This is an optimization exercise on Yosys and OpenROAD, whose aim is small area and a short achievable clock period, not a production implementation.
Only simulation tests tie the RTL to the original design; equivalence was not proved.
Power figures rest on the tool's default switching activity, not on a simulated workload.

==> images/clock_wires.png <==
Scale: 2 px per µm.
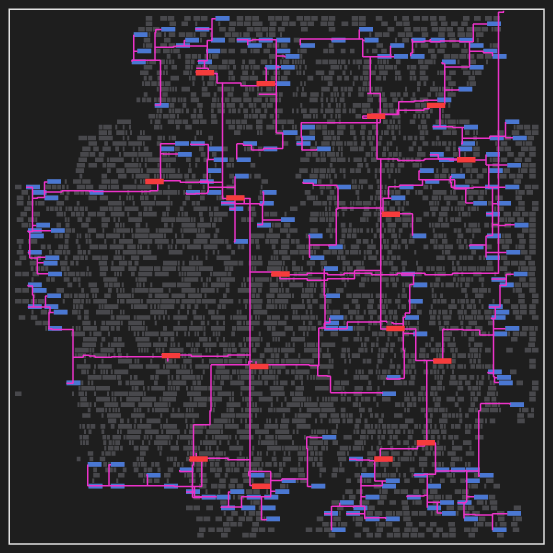
==> images/ir_map.png <==
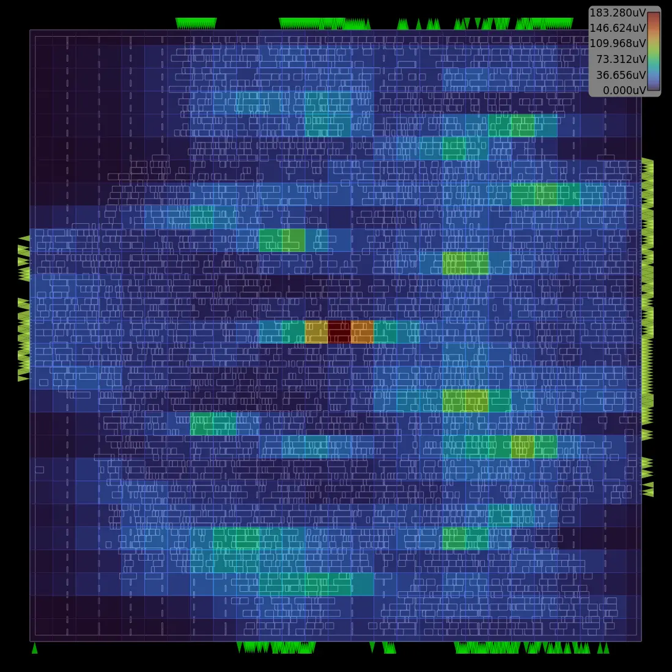
==> images/m2.png <==
Scale: 1.5 px per µm.
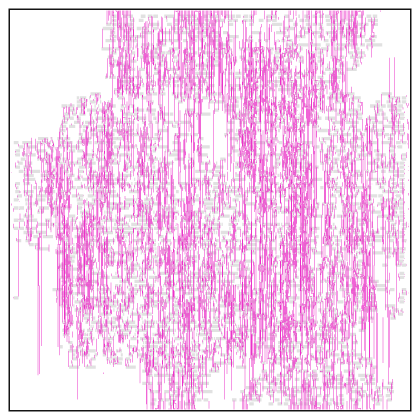
==> images/route_heat.png <==
Scale: 1.5 px per µm. The die is cut into 27 by 27 equal tiles; dark blue is low, red is high, scaled to the fullest tile. Values are wire area over tile area, all layers added.
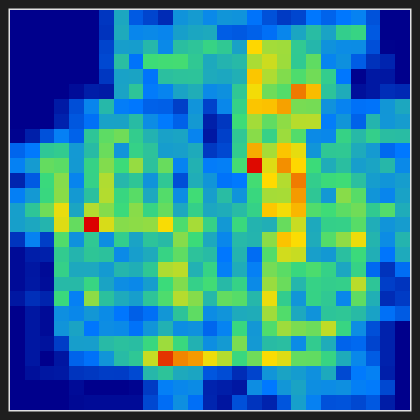
==> flow/design.v <==
module reg_mux(in,out,clk,ce,rst);
parameter WIDTH=18;
parameter PIPELINE=0; 
parameter RESET_TYPE="SYNC";  
input[WIDTH-1:0] in;
input clk,ce,rst;
output reg[WIDTH-1:0] out;
generate
	if(PIPELINE && RESET_TYPE=="SYNC") begin
		always @(posedge clk) begin
			if(rst) begin
				out<=0;
			end
			else if(ce) begin
				out<=in;
			end
		end
	end
endgenerate
generate
	if(PIPELINE && RESET_TYPE=="ASYNC") begin
		always @(posedge clk or posedge rst) begin
			if (rst) begin
				out<=0;
			end
			else if (ce) begin
				out<=in;
			end
		end
	end
endgenerate
generate
	if(PIPELINE==0) begin
		always @(*) begin
			out=in;
		end
	end
endgenerate
endmodule
module DSP(A,B,C,D,CARRYIN,M,P,CARRYOUT,CARRYOUTF,CLK,OPMODE,
CEA,CEB,CEC,CED,CECARRYIN,CEM,CEP,CEOPMODE,
RSTA,RSTB,RSTC,RSTD,RSTCARRYIN,RSTM,RSTP,RSTOPMODE,
BCOUT,PCIN,PCOUT);
input[17:0] A, B, D;
input[47:0] C,PCIN;
input[7:0] OPMODE;
input CARRYIN,CLK,CEA,CEB,CEC,CECARRYIN,CED,CEM,CEP,CEOPMODE;
input RSTA,RSTB,RSTC,RSTD,RSTCARRYIN,RSTM,RSTP,RSTOPMODE;
output wire[35:0] M;
output wire[47:0] P,PCOUT;
output wire[17:0] BCOUT;
output CARRYOUT,CARRYOUTF;
parameter A0REG=0;	 
parameter A1REG=1; 
parameter B0REG=0;
parameter B1REG=1;
parameter CREG=1;
parameter DREG=1;
parameter MREG=1;
parameter PREG=1;
parameter CARRYINREG=1;
parameter CARRYOUTREG=1;
parameter OPMODEREG=1;
parameter CARRYINSEL="OPMODE5";  
parameter B_INPUT="DIRECT";  
parameter RSTTYPE="SYNC";   
wire[7:0] OPMODE_REG;
wire[17:0] D_REG;
reg[17:0] B0_IN;
wire[17:0] B0_REG;
reg[17:0] PRE_RESULT;
wire[17:0] B1_IN;
wire[17:0] B1_REG;
wire[17:0] A0_REG;
wire[17:0] A1_REG;
wire[35:0] Product_Result;
wire[35:0] M_REG;
reg[47:0] X_OUT;
reg[47:0] Z_OUT;
wire[48:0] Post_Result;
wire[47:0] C_REG;
reg Carry_IN;  
wire CIN; 
wire Carry_Out_In;
reg_mux #(.WIDTH(18), .PIPELINE(DREG), .RESET_TYPE(RSTTYPE)) DREG_INST(.in(D), .out(D_REG), .clk(CLK), .ce(CED), .rst(RSTD));
reg_mux #(.WIDTH(18), .PIPELINE(B0REG), .RESET_TYPE(RSTTYPE)) B0REG_INST(.in(B0_IN), .out(B0_REG), .clk(CLK), .ce(CEB), .rst(RSTB));
reg_mux #(.WIDTH(18), .PIPELINE(B1REG), .RESET_TYPE(RSTTYPE)) B1REG_INST(.in(B1_IN), .out(B1_REG), .clk(CLK), .ce(CEB), .rst(RSTB));
reg_mux #(.WIDTH(18), .PIPELINE(A0REG), .RESET_TYPE(RSTTYPE)) A0REG_INST(.in(A), .out(A0_REG), .clk(CLK), .ce(CEA), .rst(RSTA));
reg_mux #(.WIDTH(18), .PIPELINE(A1REG), .RESET_TYPE(RSTTYPE)) A1REG_INST(.in(A0_REG), .out(A1_REG), .clk(CLK), .ce(CEA), .rst(RSTA));
reg_mux #(.WIDTH(48), .PIPELINE(CREG), .RESET_TYPE(RSTTYPE)) CREG_INST(.in(C), .out(C_REG), .clk(CLK), .ce(CEC), .rst(RSTC));
reg_mux #(.WIDTH(36), .PIPELINE(MREG), .RESET_TYPE(RSTTYPE)) MREG_INST(.in(Product_Result), .out(M_REG), .clk(CLK), .ce(CEM), .rst(RSTM));
reg_mux #(.WIDTH(1), .PIPELINE(CARRYINREG), .RESET_TYPE(RSTTYPE)) CYIREG_INST(.in(Carry_IN), .out(CIN), .clk(CLK), .ce(CECARRYIN), .rst(RSTCARRYIN));
reg_mux #(.WIDTH(8), .PIPELINE(OPMODEREG), .RESET_TYPE(RSTTYPE)) OPMODEREG_INST(.in(OPMODE), .out(OPMODE_REG), .clk(CLK), .ce(CEOPMODE), .rst(RSTOPMODE));
reg_mux #(.WIDTH(1), .PIPELINE(CARRYOUTREG), .RESET_TYPE(RSTTYPE)) CYOREG_INST(.in(Carry_Out_In), .out(CARRYOUT), .clk(CLK), .ce(CECARRYIN), .rst(RSTCARRYIN));
reg_mux #(.WIDTH(48), .PIPELINE(PREG), .RESET_TYPE(RSTTYPE)) PREG_INST(.in(Post_Result), .out(P), .clk(CLK), .ce(CEP), .rst(RSTP));
always @(*) begin
	case(B_INPUT)
		"DIRECT": B0_IN=B;
		"CASCADE": B0_IN=BCOUT;
		default: B0_IN=0;
	endcase
end
always @(*) begin
	if(OPMODE_REG[6])
		PRE_RESULT= D_REG - B0_REG;	
	else
		PRE_RESULT= D_REG + B0_REG;
end
assign B1_IN=(OPMODE_REG[4])? PRE_RESULT: B0_REG;
assign Product_Result=B1_REG * A1_REG;
assign M=M_REG;
always @(*) begin
	case(CARRYINSEL)
		"CARRYIN": Carry_IN=CARRYIN;
		"OPMODE5": Carry_IN=OPMODE_REG[5];
		default: Carry_IN=0;
	endcase
end
always @(*) begin
	case({ OPMODE_REG[3], OPMODE_REG[2]})
		0: Z_OUT=0;
		1: Z_OUT=PCIN;
		2: Z_OUT=P;
		3: Z_OUT=C_REG;
	endcase
end
always @(*) begin
	case( {OPMODE_REG[1], OPMODE_REG[0]})
		0: X_OUT=0;
		1: X_OUT={ {13{M_REG[35]}} , M_REG[34:0] };  
 		2: X_OUT=P;
		3: X_OUT={D_REG[11:0], A1_REG, B1_REG};    
	endcase
end
assign Post_Result= ( OPMODE_REG[7] )? (Z_OUT-(X_OUT+CIN)) : (Z_OUT+X_OUT+CIN) ;
assign Carry_Out_In=Post_Result[48];
assign BCOUT= B1_REG;
assign CARRYOUTF= CARRYOUT;
assign PCOUT=P;
endmodule
==> flow/run.sh <==
#!/bin/bash
# synth_recipe.tcl (not shown) runs the flow's synth.tcl, then flattens the netlist and writes it again
# the make line also repeats each setting of config.mk as NAME=value (left out here)
make -C /OpenROAD-flow-scripts/flow DESIGN_CONFIG=/design/flow/config.mk WORK_HOME=/design/flow/orfs CLKGATE_MAP_FILE= SYNTH_SCRIPT=/design/flow/synth_recipe.tcl finish
==> flow/config.mk <==
export PLATFORM = sky130hd
export DESIGN_NAME = DSP
export DESIGN_NICKNAME = DSP
export VERILOG_FILES = /design/flow/design.v
export SDC_FILE = /design/flow/constraint.sdc
export NUM_CORES = 4
export LEC_CHECK = 0
export CAP_MARGIN = 20
export CORE_MARGIN = 2
export CORE_UTILIZATION = 40
export PLACE_DENSITY = 0.6
export SLEW_MARGIN = 20
==> flow/constraint.sdc <==
create_clock -name core_clock -period 8.0 [get_ports {CLK}]
set_input_delay 1.6000 -clock core_clock [delete_from_list [all_inputs] [get_ports {CLK}]]
set_output_delay 1.6000 -clock core_clock [all_outputs]
set_load 0.01 [all_outputs]
==> flow_summary.html <==
<table>
<tr><th>Metric</th><th>Value</th></tr>
<tr><th colspan="2">Critical path</th></tr>
<tr><td>Slowest cell delay on critical path</td><td>860 ps</td></tr>
<tr><td>Reg-to-reg critical path startpoint</td><td>B1REG_INST.out[12]$_SDFFE_PP0P_</td></tr>
<tr><td>CP max-delay cell</td><td>sky130_fd_sc_hd__dfxtp_1</td></tr>
<tr><td>CP endpoint kind</td><td>register</td></tr>
<tr><td>R2r worst-path depth</td><td>19</td></tr>
<tr><td>CP required</td><td>8360 ps</td></tr>
<tr><td>Number of buffer and inverter stages on the critical path</td><td>3</td></tr>
<tr><td>WS Path Type</td><td>reg -&gt; reg</td></tr>
<tr><td>Cell chain of the critical path</td><td>nand2_1 &gt; fa_1 &gt; fa_1 &gt; fa_1 &gt; inv_1 &gt; fa_1 &gt; fa_1 &gt; inv_1 &gt; fa_1 &gt; inv_1 &gt; ha_1 &gt; nand4_1 &gt; a311o_1 &gt; a21oi_1 &gt; o21ai_0 &gt; o31ai_1 &gt; a21oi_1 &gt; xnor2_1 &gt; a211oi_1</td></tr>
<tr><td>Critical path depth</td><td>19</td></tr>
<tr><td>Register-to-Register Setup Slack</td><td>roughly 870 ps</td></tr>
<tr><td>Worst setup path endpoint</td><td>MREG_INST.out[35]$_SDFFE_PP0P_</td></tr>
<tr><td>Delay-heaviest family, CP</td><td>adder cells</td></tr>
<tr><td>Worst r2r dst</td><td>MREG_INST.out[35]$_SDFFE_PP0P_</td></tr>
<tr><th colspan="2">Global routing</th></tr>
<tr><td>Routing usage on met3</td><td>5.10%</td></tr>
<tr><td>Largest net degree at the start of global routing</td><td>55</td></tr>
<tr><td>Met1 capacity usage during global routing</td><td>33.0%</td></tr>
<tr><td>Antenna violations before repair</td><td>0</td></tr>
<tr><td>Total congestion overflow</td><td>0</td></tr>
<tr><td>All-layer global routing usage</td><td>25.1%</td></tr>
<tr><td>Via count of the first global-routing pass</td><td>about 24k</td></tr>
<tr><th colspan="2">Yosys</th></tr>
<tr><td>Number of instances in the synthesized netlist</td><td>3374</td></tr>
<tr><td>Post-synthesis xor/xnor area fraction</td><td>4.00%</td></tr>
<tr><td>Most instantiated library cell after synthesis</td><td>sky130_fd_sc_hd__inv_1</td></tr>
<tr><td>Number of warnings issued by yosys</td><td>8</td></tr>
<tr><td>Number of unique standard cell types used by synthesis</td><td>80</td></tr>
<tr><td>Main combinational cell family by area after synthesis</td><td>adder cells</td></tr>
<tr><td>Syn_nets</td><td>4078</td></tr>
<tr><td>Post-synthesis share of cell area spent on and, or, nand and nor gates</td><td>16.5%</td></tr>
<tr><td>Post-Synthesis Mean Instance Area</td><td>8.18 µm²</td></tr>
<tr><td>Area share of the largest cell type after synthesis</td><td>18.9%</td></tr>
<tr><td>Cell type with the highest aggregate area in the netlist</td><td>sky130_fd_sc_hd__fa_1</td></tr>
<tr><td>Cell Area, Synth</td><td>27600 µm²</td></tr>
<tr><td>FF+latch count, synth</td><td>approximately 200</td></tr>
<tr><td>Adder-cell share of the synthesized area</td><td>31.0%</td></tr>
<tr><td>Top cell types by occurrence after synthesis</td><td>sky130_fd_sc_hd__inv_1 (457), sky130_fd_sc_hd__nand2_1 (318), sky130_fd_sc_hd__nor2_1 (276)</td></tr>
<tr><th colspan="2">Placement</th></tr>
<tr><td>Port-buffer cells</td><td>326</td></tr>
<tr><td>Post-DP HPWL</td><td>roughly 70000 µm</td></tr>
<tr><td>Placed standard-cell area</td><td>31300 µm²</td></tr>
<tr><td>Placed Instances</td><td>4397</td></tr>
<tr><td>Worst slack at placement</td><td>940 ps</td></tr>
<tr><th colspan="2">STA</th></tr>
<tr><td>Final hold violation count</td><td>0</td></tr>
<tr><td>Setup TNS after final layout</td><td>0 ps</td></tr>
<tr><td>Maximum clock skew at final layout</td><td>~16 ps</td></tr>
<tr><td>Post-route worst hold slack</td><td>491 ps</td></tr>
<tr><td>Upper clock frequency limit</td><td>0.140 GHz</td></tr>
<tr><td>Max-Slew Margin vs Limit</td><td>just under 30%</td></tr>
<tr><th colspan="2">Layout</th></tr>
<tr><td>Multi-input combinational cell area</td><td>20900 µm²</td></tr>
<tr><td>Seq/total area</td><td>12.3%</td></tr>
<tr><td>Final instance area</td><td>approximately 32000 µm²</td></tr>
<tr><td>Registers with the most flip-flops</td><td>CREG_INST.out: 48 flops, PREG_INST.out: 48 flops, MREG_INST.out: 36 flops</td></tr>
<tr><td>Final core area utilization</td><td>46.6%</td></tr>
<tr><td>Clock network share of area</td><td>1.79%</td></tr>
<tr><td>Non-clock buffer count in the final layout</td><td>384</td></tr>
<tr><td>Commonest non-fill, non-tap cell in the layout</td><td>sky130_fd_sc_hd__inv_1</td></tr>
<tr><td>Post-layout nets</td><td>4239</td></tr>
<tr><td>FFs &amp; Latches</td><td>196</td></tr>
<tr><td>Largest cell class by area</td><td>multi-input combinational cells</td></tr>
<tr><td>Clock buffers</td><td>20</td></tr>
<tr><td>Share of layout cells above drive strength 1</td><td>5.81%</td></tr>
<tr><td>Multi-input gate count</td><td>2477</td></tr>
<tr><td>Sequential cell area</td><td>about 3900 µm²</td></tr>
<tr><th colspan="2">Power and ir drop</th></tr>
<tr><td>Worst voltage drop across the vdd grid</td><td>0.119 mV</td></tr>
<tr><td>Power group with the largest share</td><td>combinational logic</td></tr>
<tr><td>Clk network pwr share</td><td>20.9%</td></tr>
<tr><td>Clock group total power</td><td>0.924 mW</td></tr>
<tr><td>Proportion of power drawn by flip-flops and latches</td><td>roughly 28%</td></tr>
<tr><td>Leak</td><td>15.1 nW</td></tr>
<tr><th colspan="2">Floorplan</th></tr>
<tr><td>Die height</td><td>267 µm</td></tr>
<tr><td>Die Outline Area</td><td>71100 µm²</td></tr>
<tr><td># Taps</td><td>~880</td></tr>
<tr><td>Starting utilization of the core area</td><td>40.3%</td></tr>
<tr><td>Core outline area</td><td>just under 70000 µm²</td></tr>
<tr><th colspan="2">Routing</th></tr>
<tr><td>Via density per instance</td><td>5.42</td></tr>
<tr><td>Wire length after detailed routing</td><td>88500 µm</td></tr>
<tr><td>Detailed Routing Iterations Pass 1</td><td>5</td></tr>
<tr><td>DRT antenna net count</td><td>0</td></tr>
<tr><td>Met2 wire len</td><td>just over 40000 µm</td></tr>
<tr><td>Number of design rule violations left after detail routing</td><td>0</td></tr>
<tr><td>Wire length on met3</td><td>6320 µm</td></tr>
<tr><th colspan="2">Clock tree</th></tr>
<tr><td>Quantity of hold-fixing buffers added after cts</td><td>0</td></tr>
<tr><td>Number of clock sinks seen by CTS</td><td>196</td></tr>
<tr><td>Total clock buffers created by CTS</td><td>17</td></tr>
<tr><td>Clock edge transition at the registers on the reported setup and hold paths</td><td>80 ps</td></tr>
<tr><td>Clk Latency, worst-skew pair</td><td>520 ps</td></tr>
<tr><td>Number of H-tree branching levels</td><td>4</td></tr>
<tr><td>Clock Tree Root</td><td>sky130_fd_sc_hd__clkbuf_16</td></tr>
<tr><th colspan="2">Hold path</th></tr>
<tr><td>HP Class</td><td>reg -&gt; reg</td></tr>
<tr><td>HP Start</td><td>CREG_INST.out[25]$_SDFFE_PP0P_</td></tr>
<tr><td>Worst hold endpoint</td><td>CREG_INST.out[25]$_SDFFE_PP0P_</td></tr>
<tr><th colspan="2">Run status</th></tr>
<tr><td>Run status</td><td>timing/DRC/antenna clean</td></tr>
</table>
About clock_wires.png:
[clock wires] magenta | length: 3710 µm
[clock-net drivers] red | count: 17
[flip-flops] blue | count: 196
flops lie: spread over the die
routed clock nets: 18

About ir_map.png:
switching power of the nets: 1.91 mW
final total power: 4.43 mW
Power Dens Cells: 139 nW/µm²
cell internal pwr: 2.51 mW

About m2.png:
longest straight run: 111 µm
share of all routed wire: 47%
wire length on this layer: 41.5 mm
nets with wire on the layer: 3490

About route_heat.png:
mean over tiles: 0.20
fullest tile: 0.60
nearly empty tiles: 10%

-- what the ideal ports hide --
No port has a modelled driver above. Below, the same layout with a new extraction and two added sets of constraints. Step 1 (the two cells are an assumption about what drives the block):
set clk [get_ports {CLK}]
set_driving_cell -lib_cell sky130_fd_sc_hd__clkbuf_16 $clk
set_driving_cell -lib_cell sky130_fd_sc_hd__buf_2 [delete_from_list [all_inputs] $clk]
Step 2 moves the port delays by t, midway between the first and last clock arrival at a register: inputs arrive t later, outputs are due t later. That takes back most of the time a late clock gives input paths. Three values: no drivers, after step 1, after step 2; two values: the first two.
t (ns): 0.574
setup slack, ns: 0.866 / 0.866 / 0.866
worst setup path at the end: register to register
worst data-port slew with drivers (ns): 0.08
pins driven straight from the clock port: 1
After both steps this run still meets setup and hold. The setup slack of this run moves by 0.000 ns with the drivers and by 0.000 ns with both steps.
